What follows belongs to an exercise in optimizing a design on an open flow for small area, a short achievable clock period and few clock cycles; a production flow would make more cautious choices.
In this exercise RTL edits were held to simulation tests only and were not proved equivalent to the original.

--- flow/config.mk ---
export PLATFORM = sky130hd
export DESIGN_NAME = IIR
export DESIGN_NICKNAME = IIR
export VERILOG_FILES = /design/flow/design.v
export SDC_FILE = /design/flow/constraint.sdc
export NUM_CORES = 4
export LEC_CHECK = 0
export CAP_MARGIN = 20
export CORE_MARGIN = 2
export CORE_UTILIZATION = 40
export PLACE_DENSITY = 0.6
export SLEW_MARGIN = 20
--- flow/constraint.sdc ---
create_clock -name core_clock -period 12.0 [get_ports {clk}]
set_input_delay 2.4000 -clock core_clock [delete_from_list [all_inputs] [get_ports {clk}]]
set_output_delay 2.4000 -clock core_clock [all_outputs]
set_load 0.01 [all_outputs]
--- flow/design.v ---
module IIR(clk,rst,load,DIn,RAddr,data_done,WEN,Yn,WAddr,Finish);
	input clk,rst;
	input data_done;
	input signed[15:0]DIn;
	output WEN,load;
	output Finish;
	output signed[15:0]Yn;
	output [19:0]RAddr;
	output [19:0]WAddr;
	parameter R0 = 5'b00000, S0 = 5'b00001, W0 = 5'b00010,
			  R1 = 5'b00011, S1 = 5'b00100, W1 = 5'b00101,
			  R2 = 5'b00110, S2 = 5'b00111, W2 = 5'b01000,
			  R3 = 5'b01001, S3 = 5'b01010, W3 = 5'b01011,
			  R4 = 5'b01100, S4 = 5'b01101, W4 = 5'b01110,
			  R5 = 5'b01111, S5 = 5'b10000, W5 = 5'b10001,
			  REPLACE = 5'b10011, END = 5'b11110, READY = 5'b11111;
	reg [19:0]raddr, next_RAddr, waddr, next_WAddr;
	reg [4:0]state, next_state;
	reg WENN, loadd, Fin;
	reg signed [24:0]s0, next_s0, s1, next_s1, s2, next_s2, s3, next_s3, s4, next_s4, s5, next_s5;
	reg signed [24:0]ss0, next_ss0, ss1, next_ss1, ss2, next_ss2, ss3, next_ss3, ss4, next_ss4, ss5, next_ss5;
	reg signed [15:0]Ynn;
	always@(posedge rst or posedge clk)begin
		if(rst)begin
			state <= READY;
			raddr <= 1'b0;
			waddr <= 1'b0;
			s0 <= 25'b0;
			s1 <= 25'b0;
			s2 <= 25'b0;
			s3 <= 25'b0;
			s4 <= 25'b0;
			s5 <= 25'b0;
			ss0 <= 25'b0;
			ss1 <= 25'b0;
			ss2 <= 25'b0;
			ss3 <= 25'b0;
			ss4 <= 25'b0;
			ss5 <= 25'b0;
		end
		else begin
			state <= next_state;
			waddr <= next_WAddr;
			raddr <= next_RAddr;
			s0 <= next_s0;
			s1 <= next_s1;
			s2 <= next_s2;
			s3 <= next_s3;
			s4 <= next_s4;
			s5 <= next_s5;
			ss0 <= next_ss0;
			ss1 <= next_ss1;
			ss2 <= next_ss2;
			ss3 <= next_ss3;
			ss4 <= next_ss4;
			ss5 <= next_ss5;
		end
	end	
	always@(*)begin
		next_state = state;
		next_WAddr = waddr;
		next_RAddr = raddr;
		next_s0 = s0;
		next_s1 = s1;
		next_s2 = s2;
		next_s3 = s3;
		next_s4 = s4;
		next_s5 = s5;
		next_ss0 = ss0;
		next_ss1 = ss1;
		next_ss2 = ss2;
		next_ss3 = ss3;
		next_ss4 = ss4;
		next_ss5 = ss5;
		WENN = 1'b0;
		loadd = 1'b0;
		Fin = 1'b0;
		Ynn = 16'b0;
		case(state)
		  READY:begin
			Fin = 1'b0;
			next_state = (!rst)? R0:READY;
		  end
		  R0:begin
			Fin = 1'b0;
			loadd = 1'b1;
			next_RAddr = raddr + 1'b1;
			next_s0 = {{2{DIn[15]}}, DIn, {7{1'b0}}};
			next_state = (raddr>1'b0)? R1:S0;
		  end
		  S0:begin
			Fin = 1'b0;
			next_ss0 = (s0>>>6) + (s0>>>9) + (s0>>>10) + (s0>>>11) + (s0>>>12) + (s0>>>13) + (s0>>>16);
			next_state = W0;
		  end
		  W0:begin
			Fin = 1'b0;
			WENN = 1'b1;
			next_WAddr = waddr + 1'b1;
			Ynn = {ss0[24], ss0[21:7]};
			next_ss0 = {{2{ss0[24]}}, ss0[24], ss0[21:7], {7{1'b0}}};
			next_state = R1;
	  	  end
		  R1:begin
			Fin = 1'b0;
			loadd = 1'b1;
			next_RAddr = raddr + 1'b1;
			next_s1 = {{2{DIn[15]}}, DIn, {7{1'b0}}};
			next_state = (raddr>1'b1)? R2:S1;
          end
          S1:begin
			Fin = 1'b0;
			next_ss1 = (s1>>>6) + (s1>>>9) + (s1>>>10) + (s1>>>11) + (s1>>>12) + (s1>>>13) +(s1>>>16) +
					   (s0>>>6) + (s0>>>8) + (s0>>>10) + (s0>>>11) + (s0>>>14) + (s0>>>15) + (s0>>>16) +
				  	   (ss0<<<1) +(ss0>>>1) + (ss0>>>2) + (ss0>>>7) + (ss0>>>13) + (ss0>>>14);
			next_state = W1;
          end
          W1:begin
			Fin = 1'b0;
			WENN = 1'b1;
			next_WAddr = waddr + 1'b1;
			Ynn = {ss1[24], ss1[21:7]};
			next_ss1 = {{2{ss1[24]}}, ss1[24], ss1[21:7], {7{1'b0}}};
			next_state = R2;
          end
		  R2:begin
			Fin = 1'b0;
			loadd = 1'b1;
			next_RAddr = raddr + 1'b1;
			next_s2 = {{2{DIn[15]}}, DIn, {7{1'b0}}};
			next_state = (raddr>2'b10)? R3:S2;
          end
          S2:begin
			Fin = 1'b0;
			next_ss2 = (s2>>>6) + (s2>>>9) + (s2>>>10) + (s2>>>11) + (s2>>>12) + (s2>>>13) + (s2>>>16) +
					   (s1>>>6) + (s1>>>8 ) +(s1>>>10) + (s1>>>11) + (s1>>>14) + (s1>>>15) + (s1>>>16) +
					   (s0>>>5) + (s0>>>8) + (s0>>>9) + (s0>>>11) + (s0>>>14) + (s0>>>15) + (s0>>>16) + 
					   (ss1<<<1) + (ss1>>>1) + (ss1>>>2) + (ss1>>>7) + (ss1>>>13) + (ss1>>>14) -
					   (ss0<<<2) - (ss0>>>7) - (ss0>>>9) - (ss0>>>10) - (ss0>>>12);
			next_state = W2;
          end
          W2:begin
			Fin = 1'b0;
			WENN = 1'b1;
			next_WAddr = waddr + 1'b1;
			Ynn = {ss2[24], ss2[21:7]};
			next_ss2 = {{2{ss2[24]}}, ss2[24], ss2[21:7], {7{1'b0}}};
			next_state = R3;
          end
		  R3:begin
			Fin = 1'b0;
			loadd = 1'b1;
			next_RAddr = raddr + 1'b1;
			next_s3 = {{2{DIn[15]}}, DIn, {7{1'b0}}};
			next_state = (raddr>2'b11)? R4:S3;
          end
          S3:begin
			Fin = 1'b0;
			next_ss3 = (s3>>>6) + (s3>>>9) + (s3>>>10) + (s3>>>11) + (s3>>>12) + (s3>>>13) + (s3>>>16) +
					   (s2>>>6) + (s2>>>8) + (s2>>>10) + (s2>>>11) + (s2>>>14) + (s2>>>15) + (s2>>>16) +
					   (s1>>>5) + (s1>>>8) + (s1>>>9) + (s1>>>11) + (s1>>>14) + (s1>>>15) + (s1>>>16) +
					   (s0>>>5) + (s0>>>8) + (s0>>>9) + (s0>>>11) + (s0>>>14) + (s0>>>15) + (s0>>>16) + 
					   (ss2<<<1) + (ss2>>>1) + (ss2>>>2) + (ss2>>>7) + (ss2>>>13) + (ss2>>>14) -
					   (ss1<<<2) - (ss1>>>7) - (ss1>>>9) - (ss1>>>10) - (ss1>>>12) +
					   (ss0<<<1) + (ss0<<<0) + (ss0>>>2) + (ss0>>>4) + (ss0>>>5) + (ss0>>>6) + (ss0>>>7) + (ss0>>>8);
			next_state = W3;
          end
          W3:begin
			Fin = 1'b0;
			WENN = 1'b1;
			next_WAddr = waddr + 1'b1;
			Ynn = {ss3[24], ss3[21:7]};
			next_ss3= {{2{ss3[24]}}, ss3[24], ss3[21:7], {7{1'b0}}};
			next_state = R4;
          end
		  R4:begin
			Fin = 1'b0;
			loadd = 1'b1;
			next_RAddr = raddr + 1'b1;
			next_s4 = {{2{DIn[15]}}, DIn, {7{1'b0}}};
			next_state = (raddr>3'b100)? R5:S4;
          end
          S4:begin
			Fin = 1'b0;
			next_ss4 = (s4>>>6) + (s4>>>9) + (s4>>>10) + (s4>>>11) + (s4>>>12) + (s4>>>13) + (s4>>>16) + 
					   (s3>>>6) + (s3>>>8) + (s3>>>10) + (s3>>>11) + (s3>>>14) + (s3>>>15) + (s3>>>16) +
					   (s2>>>5) + (s2>>>8) + (s2>>>9) + (s2>>>11) + (s2>>>14) + (s2>>>15) + (s2>>>16) +
				 	   (s1>>>5) + (s1>>>8) + (s1>>>9) + (s1>>>11) + (s1>>>14) + (s1>>>15) + (s1>>>16) +
				 	   (s0>>>6) + (s0>>>8) + (s0>>>10) + (s0>>>11) + (s0>>>14) + (s0>>>15) + (s0>>>16) +
			  		   (ss3<<<1) + (ss3>>>1) + (ss3>>>2) + (ss3>>>7) + (ss3>>>13) + (ss3>>>14) -
				 	   (ss2<<<2) - (ss2>>>7) - (ss2>>>9) - (ss2>>>10) - (ss2>>>12) +
					   (ss1<<<1) + (ss1<<<0) + (ss1>>>2) + (ss1>>>4) + (ss1>>>5) + (ss1>>>6) + (ss1>>>7) + (ss1>>>8) -
					   (ss0<<<0) - (ss0>>>1) - (ss0>>>3) - (ss0>>>6) - (ss0>>>7) - (ss0>>>8) - (ss0>>>10) - (ss0>>>11) - 
					   (ss0>>>12) - (ss0>>>13) - (ss0>>>16);
			next_state = W4;
          end
          W4:begin
			Fin = 1'b0;
			WENN = 1'b1;
			next_WAddr = waddr + 1'b1;
			Ynn = {ss4[24], ss4[21:7]};
			next_ss4 = {{2{ss4[24]}}, ss4[24], ss4[21:7], {7{1'b0}}};
			next_state = R5;
          end
          R5:begin
			Fin = 1'b0;
			loadd = 1'b1;
			next_s5 = {{2{DIn[15]}}, DIn, {7{1'b0}}};
			next_state = (raddr>3'b101)? REPLACE:S5;
          end
          S5:begin
			Fin = 1'b0;
			next_ss5 = (s5>>>6) + (s5>>>9) + (s5>>>10) + (s5>>>11) + (s5>>>12) + (s5>>>13) + (s5>>>16) +
					   (s4>>>6) + (s4>>>8) + (s4>>>10) + (s4>>>11) + (s4>>>14) + (s4>>>15) + (s4>>>16) +
					   (s3>>>5) + (s3>>>8) + (s3>>>9) + (s3>>>11) + (s3>>>14) + (s3>>>15) + (s3>>>16) +
					   (s2>>>5) + (s2>>>8) + (s2>>>9) + (s2>>>11) + (s2>>>14) + (s2>>>15) + (s2>>>16) +
					   (s1>>>6) + (s1>>>8) + (s1>>>10) + (s1>>>11) + (s1>>>14) + (s1>>>15) + (s1>>>16) +
					   (s0>>>6) +(s0>>>9) + (s0>>>10) + (s0>>>11) + (s0>>>12) + (s0>>>13) + (s0>>>16) +
					   (ss4<<<1) + (ss4>>>1) + (ss4>>>2) + (ss4>>>7) + (ss4>>>13) + (ss4>>>14) -
					   (ss3<<<2) - (ss3>>>7) - (ss3>>>9) - (ss3>>>10) - (ss3>>>12) +
					   (ss2<<<1) + (ss2<<<0) + (ss2>>>2) + (ss2>>>4) + (ss2>>>5) + (ss2>>>6) + (ss2>>>7) + (ss2>>>8) -
					   (ss1<<<0) - (ss1>>>1) - (ss1>>>3) - (ss1>>>6) - (ss1>>>7) - (ss1>>>8) - (ss1>>>10) - (ss1>>>11) - 
					   (ss1>>>12) - (ss1>>>13) - (ss1>>>16) +
					   (ss0>>>2) + (ss0>>>3) + (ss0>>>8) + (ss0>>>11) + (ss0>>>13) + (ss0>>>14);
			next_state = W5;
          end
          W5:begin
			 Fin = 1'b0;
			 WENN = 1'b1;
			 next_WAddr = waddr + 1'b1;
			 next_RAddr = raddr - 3'b100;
			 Ynn = {ss5[24], ss5[21:7]};
    		 next_ss5 = {{2{ss5[24]}}, ss5[24], ss5[21:7], {7{1'b0}}};
			 next_state = (data_done)? END:R0;
          end
		  REPLACE:begin
			 Fin = 1'b0;
			 next_ss4 = ss5;
			 next_ss3 = ss4;
			 next_ss2 = ss3;
			 next_ss1 = ss2;
		  	 next_ss0 = ss1;
			 next_state = S5;
		  end
		  END:begin
			Fin = 1'b1;
		  end
		endcase
	end
	assign load = loadd;
	assign WEN = WENN;
	assign Finish = Fin;
	assign RAddr = raddr;
	assign WAddr = waddr;
	assign Yn = Ynn;
endmodule	
--- flow/run.sh ---
#!/bin/bash
# synth_recipe.tcl (not shown) runs the flow's synth.tcl, then flattens the netlist and writes it again
# the make line also repeats each setting of config.mk as NAME=value (left out here)
make -C /OpenROAD-flow-scripts/flow DESIGN_CONFIG=/design/flow/config.mk WORK_HOME=/design/flow/orfs CLKGATE_MAP_FILE= SYNTH_SCRIPT=/design/flow/synth_recipe.tcl finish
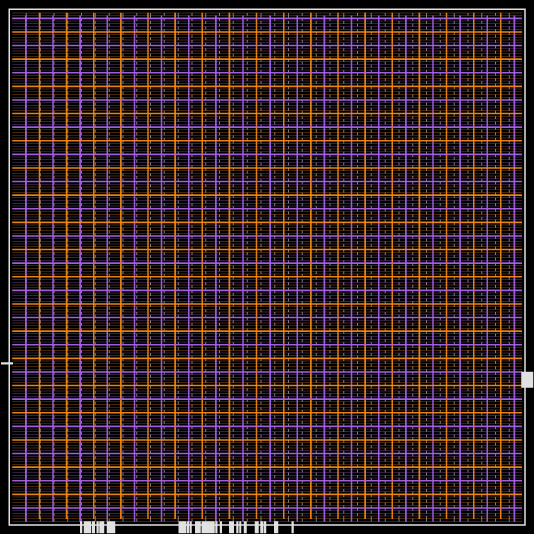
Fig. 1. Supply network.
Scale: 1 px per um. Pins as bars on the die edge. Tap cells in gray.
purple -> VSS
orange -> VDD
rows = 187
signal pins = 78
met1 rails = 188
tap cells = 3402
met5 straps = 37
Die H: 514 um

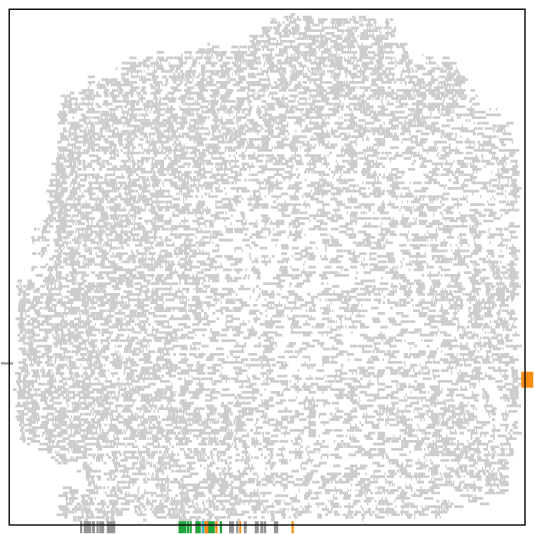
Fig. 2. I/O pins on the die edge.
Scale: 1 px per um. Pins as bars across the die edge, other pins in gray.
cyan -> Finish  # pins 1, direction output, edge bottom
green -> RAddr  # pins 20, direction output, edge bottom
orange -> DIn  # pins 16, direction input, edge 11 right, 5 bottom
Die W: 514 um
I/O Buffers: 77

==> run notes <==
Resize count post-CTS=0; Total GRT Usage=0.395; most frequent cell after synthesis=fa_1; total of max-cap violations=0; DRT iter0 DRCs=7827; register area share after synthesis=0.0700; vias in the first global route=79300; Async SR Flop Fraction=1.00; wire per inst=38.9 um; share of layout cells above drive strength 1=0.0652; Max Freq=89.9 MHz; Tmin final=11120 ps; grt total ovfl=0; Synth-to-Final Area Change=9.04%; H-tree depth=2; Hold Crit Class=reg -> reg; DP Worst Slack=955 ps; Residual DRC=0; CTS sink count=291; global-route track usage on met1=0.511; Worst Path Arrival=11710 ps; Syn Std Cell Area=104000 sq um; Final Hold Fails=0; critical path type=reg -> reg; Slew Viols, Final=0; Slowest-stage cell, CP=dfrtp_1; final setup vio count=0; Setup WS post-layout=881 ps; setup total negative slack=0 ps; clk_skew=40.1 ps; Vias per Instance=5.51; outcome=complete, no violations; CTS Buf Count=52; Main synth FF type=dfrtp_1; Clk Latency, worst-skew pair=770 ps; worst-margin pin slew=1280 ps; R2R Setup Slk=880 ps; number of flops mapped to enable cells by yosys=0; Yosys cell types=86; share of the clock period used by the worst path=0.927; CTS root buf=clkbuf_16; Starting Density=0.402; Worst setup EP type=flip-flop; routed via count=71500; Top-Level Pins=78; Crit path largest cell delay=960 ps; Buf/Inv on CP=9; post-route ant nets=0; CP top delay family=adder cells; synth top area cells=fa_1 (63%), inv_1 (11%), ha_1 (8.6%), dfrtp_1 (6.9%), xnor2_1 (1.6%); first-pass GRT wire length=691000 um; syn_nets=13100; Cell Rows=187; Ys Warns=1; layout net count=13500; initial antenna violation count=38; routed wire length=506000 um; DPL Wire Length=429000 um; busiest grt layer=met2; unrepaired setup endpoints after global routing=false; setup bufs post-CTS=0; hold_buf cts=0; DIE AREA=264000 sq um; Mapped Cells=9129; GR Util met3=0.115; pin count of the biggest net entering global routing=101; core area=259000 sq um; most used cell, CP=fa_1; FF+latch count, synth=291; mean post-synth cell area=11.4 sq um; Synth top area share=0.630; Worst Setup Start Kind=flip-flop; Crit path required time=12590 ps; Detailed Routing Iterations Pass 1=5; Rel. slew slack=0.144; CTS tree=built; CTS clk-pin slew, worst paths=60 ps; critical path peak fanout=9; Placer Congestion=1.08; cell taking the most area after synthesis=fa_1; CTS Buffer Depth=3; Synth top cells by count=fa_1 (3277), inv_1 (3071), ha_1 (712), dfrtp_1 (286), nor2_1 (211); grt met2 use=0.570
Testbench counts, summed over its fixed seeds: cycles 114,112.
sequential cells by signal, indices dropped and copies added, names as in the netlist, 20 cells and up:
name,flops
ss2,25
waddr,20
ss0,25
ss1,25
ss3,25
ss5,25
ss4,25
raddr,20
path summary, 6_finish.rpt:
kind                       startpoint         to  depth (start not counted)
max                            ss2[7]    ss5[22]                         30
min                         waddr[19]  waddr[19]                          1
max reg2reg                    ss2[7]    ss5[22]                         30
min reg2reg                 waddr[19]  waddr[19]                          1
max in group asynchronous         rst    ss0[14]                          4
min in group asynchronous         rst   raddr[0]                          2
cell families after synthesis:
| kind of cell | count (synthesis) | synth area share |
|---|---|---|
| fa+ha+maj | 3990 | 0.716 |
| buf+inv | 3163 | 0.114 |
| compound gates | 687 | 0.0418 |
| simple gates | 657 | 0.0286 |
| flops | 291 | 0.0700 |
| xor+xnor | 283 | 0.0238 |
| mux | 58 | 0.00619 |
metal layers:
layer  up-vias  part of all wire
li1      27100                 -
met1     38900              0.38
met2      4237              0.43
met3      1287              0.10
met4        26             0.091
met5         -           0.00036
layout make-up:
cell class	instances	area [sq um]
fillers	24600	146000
diodes	23	57.6
multi-input cells	5675	85100
repair buffers	433	3480
inverters	3073	11500
clock buffers	70	1450
clock inverters	27	379
flip-flops and latches	291	7340
well taps	3402	4260
stage by stage:
stage                     cells  area, sq um  hold slack [ps]   util
after floorplan            9129       104000              450      -
after global placement    12900       112000              463  0.431
after detailed placement  12900       112000              473  0.431
after CTS                 13000       113000              483  0.438
after global routing      13000       114000              509  0.438
final                     13000       114000              476  0.438
placed cells by master (no fill, tap or decap), types with 10 or more instances in the layout:
cell type and n:
a211oi_1 28, a21o_1 39, a21oi_1 182, a221oi_1 16, a22oi_1 74, a31oi_1 23, and3_1 18, buf_4 351
clkbuf_1 10, clkbuf_16 52, clkdlybuf4s50_1 76, dfrtp_1 250, dfrtp_2 32, diode_2 23, fa_1 3277, ha_1 712
inv_1 3053, inv_2 15, mux2_2 51, nand2_1 205, nand2b_1 19, nand3_1 47, nand4_1 13, nor2_1 202
nor2b_1 23, nor3_1 46, o211ai_1 16, o21a_1 10, o21ai_0 172, o21bai_1 18, o22ai_1 25, or2_2 24
or3_1 12, xnor2_1 192, xor2_1 91

-- re-timing with driven ports --
Ports are ideal in the flow. The routed layout listed here was re-timed in OpenROAD. Step 1, drivers: a clkbuf_16 drives clk and a buf_2 each remaining input, both assumed. Step 2 times the ports against the registers' clock, not the clock port: input delays grow and output delays shrink by t, the midpoint of the rising clock arrivals with the driver on. a / b / c = no drivers / after step 1 / after step 2; a / b = the first two.
t (ns): 0.838
slack for setup (ns): 0.881 / 0.881 / 0.881
worst data-port slew with drivers (ns): 0.07
After both steps this run still meets setup and hold. The setup slack of this run moves by 0.000 ns with the drivers and by 0.000 ns with both steps.
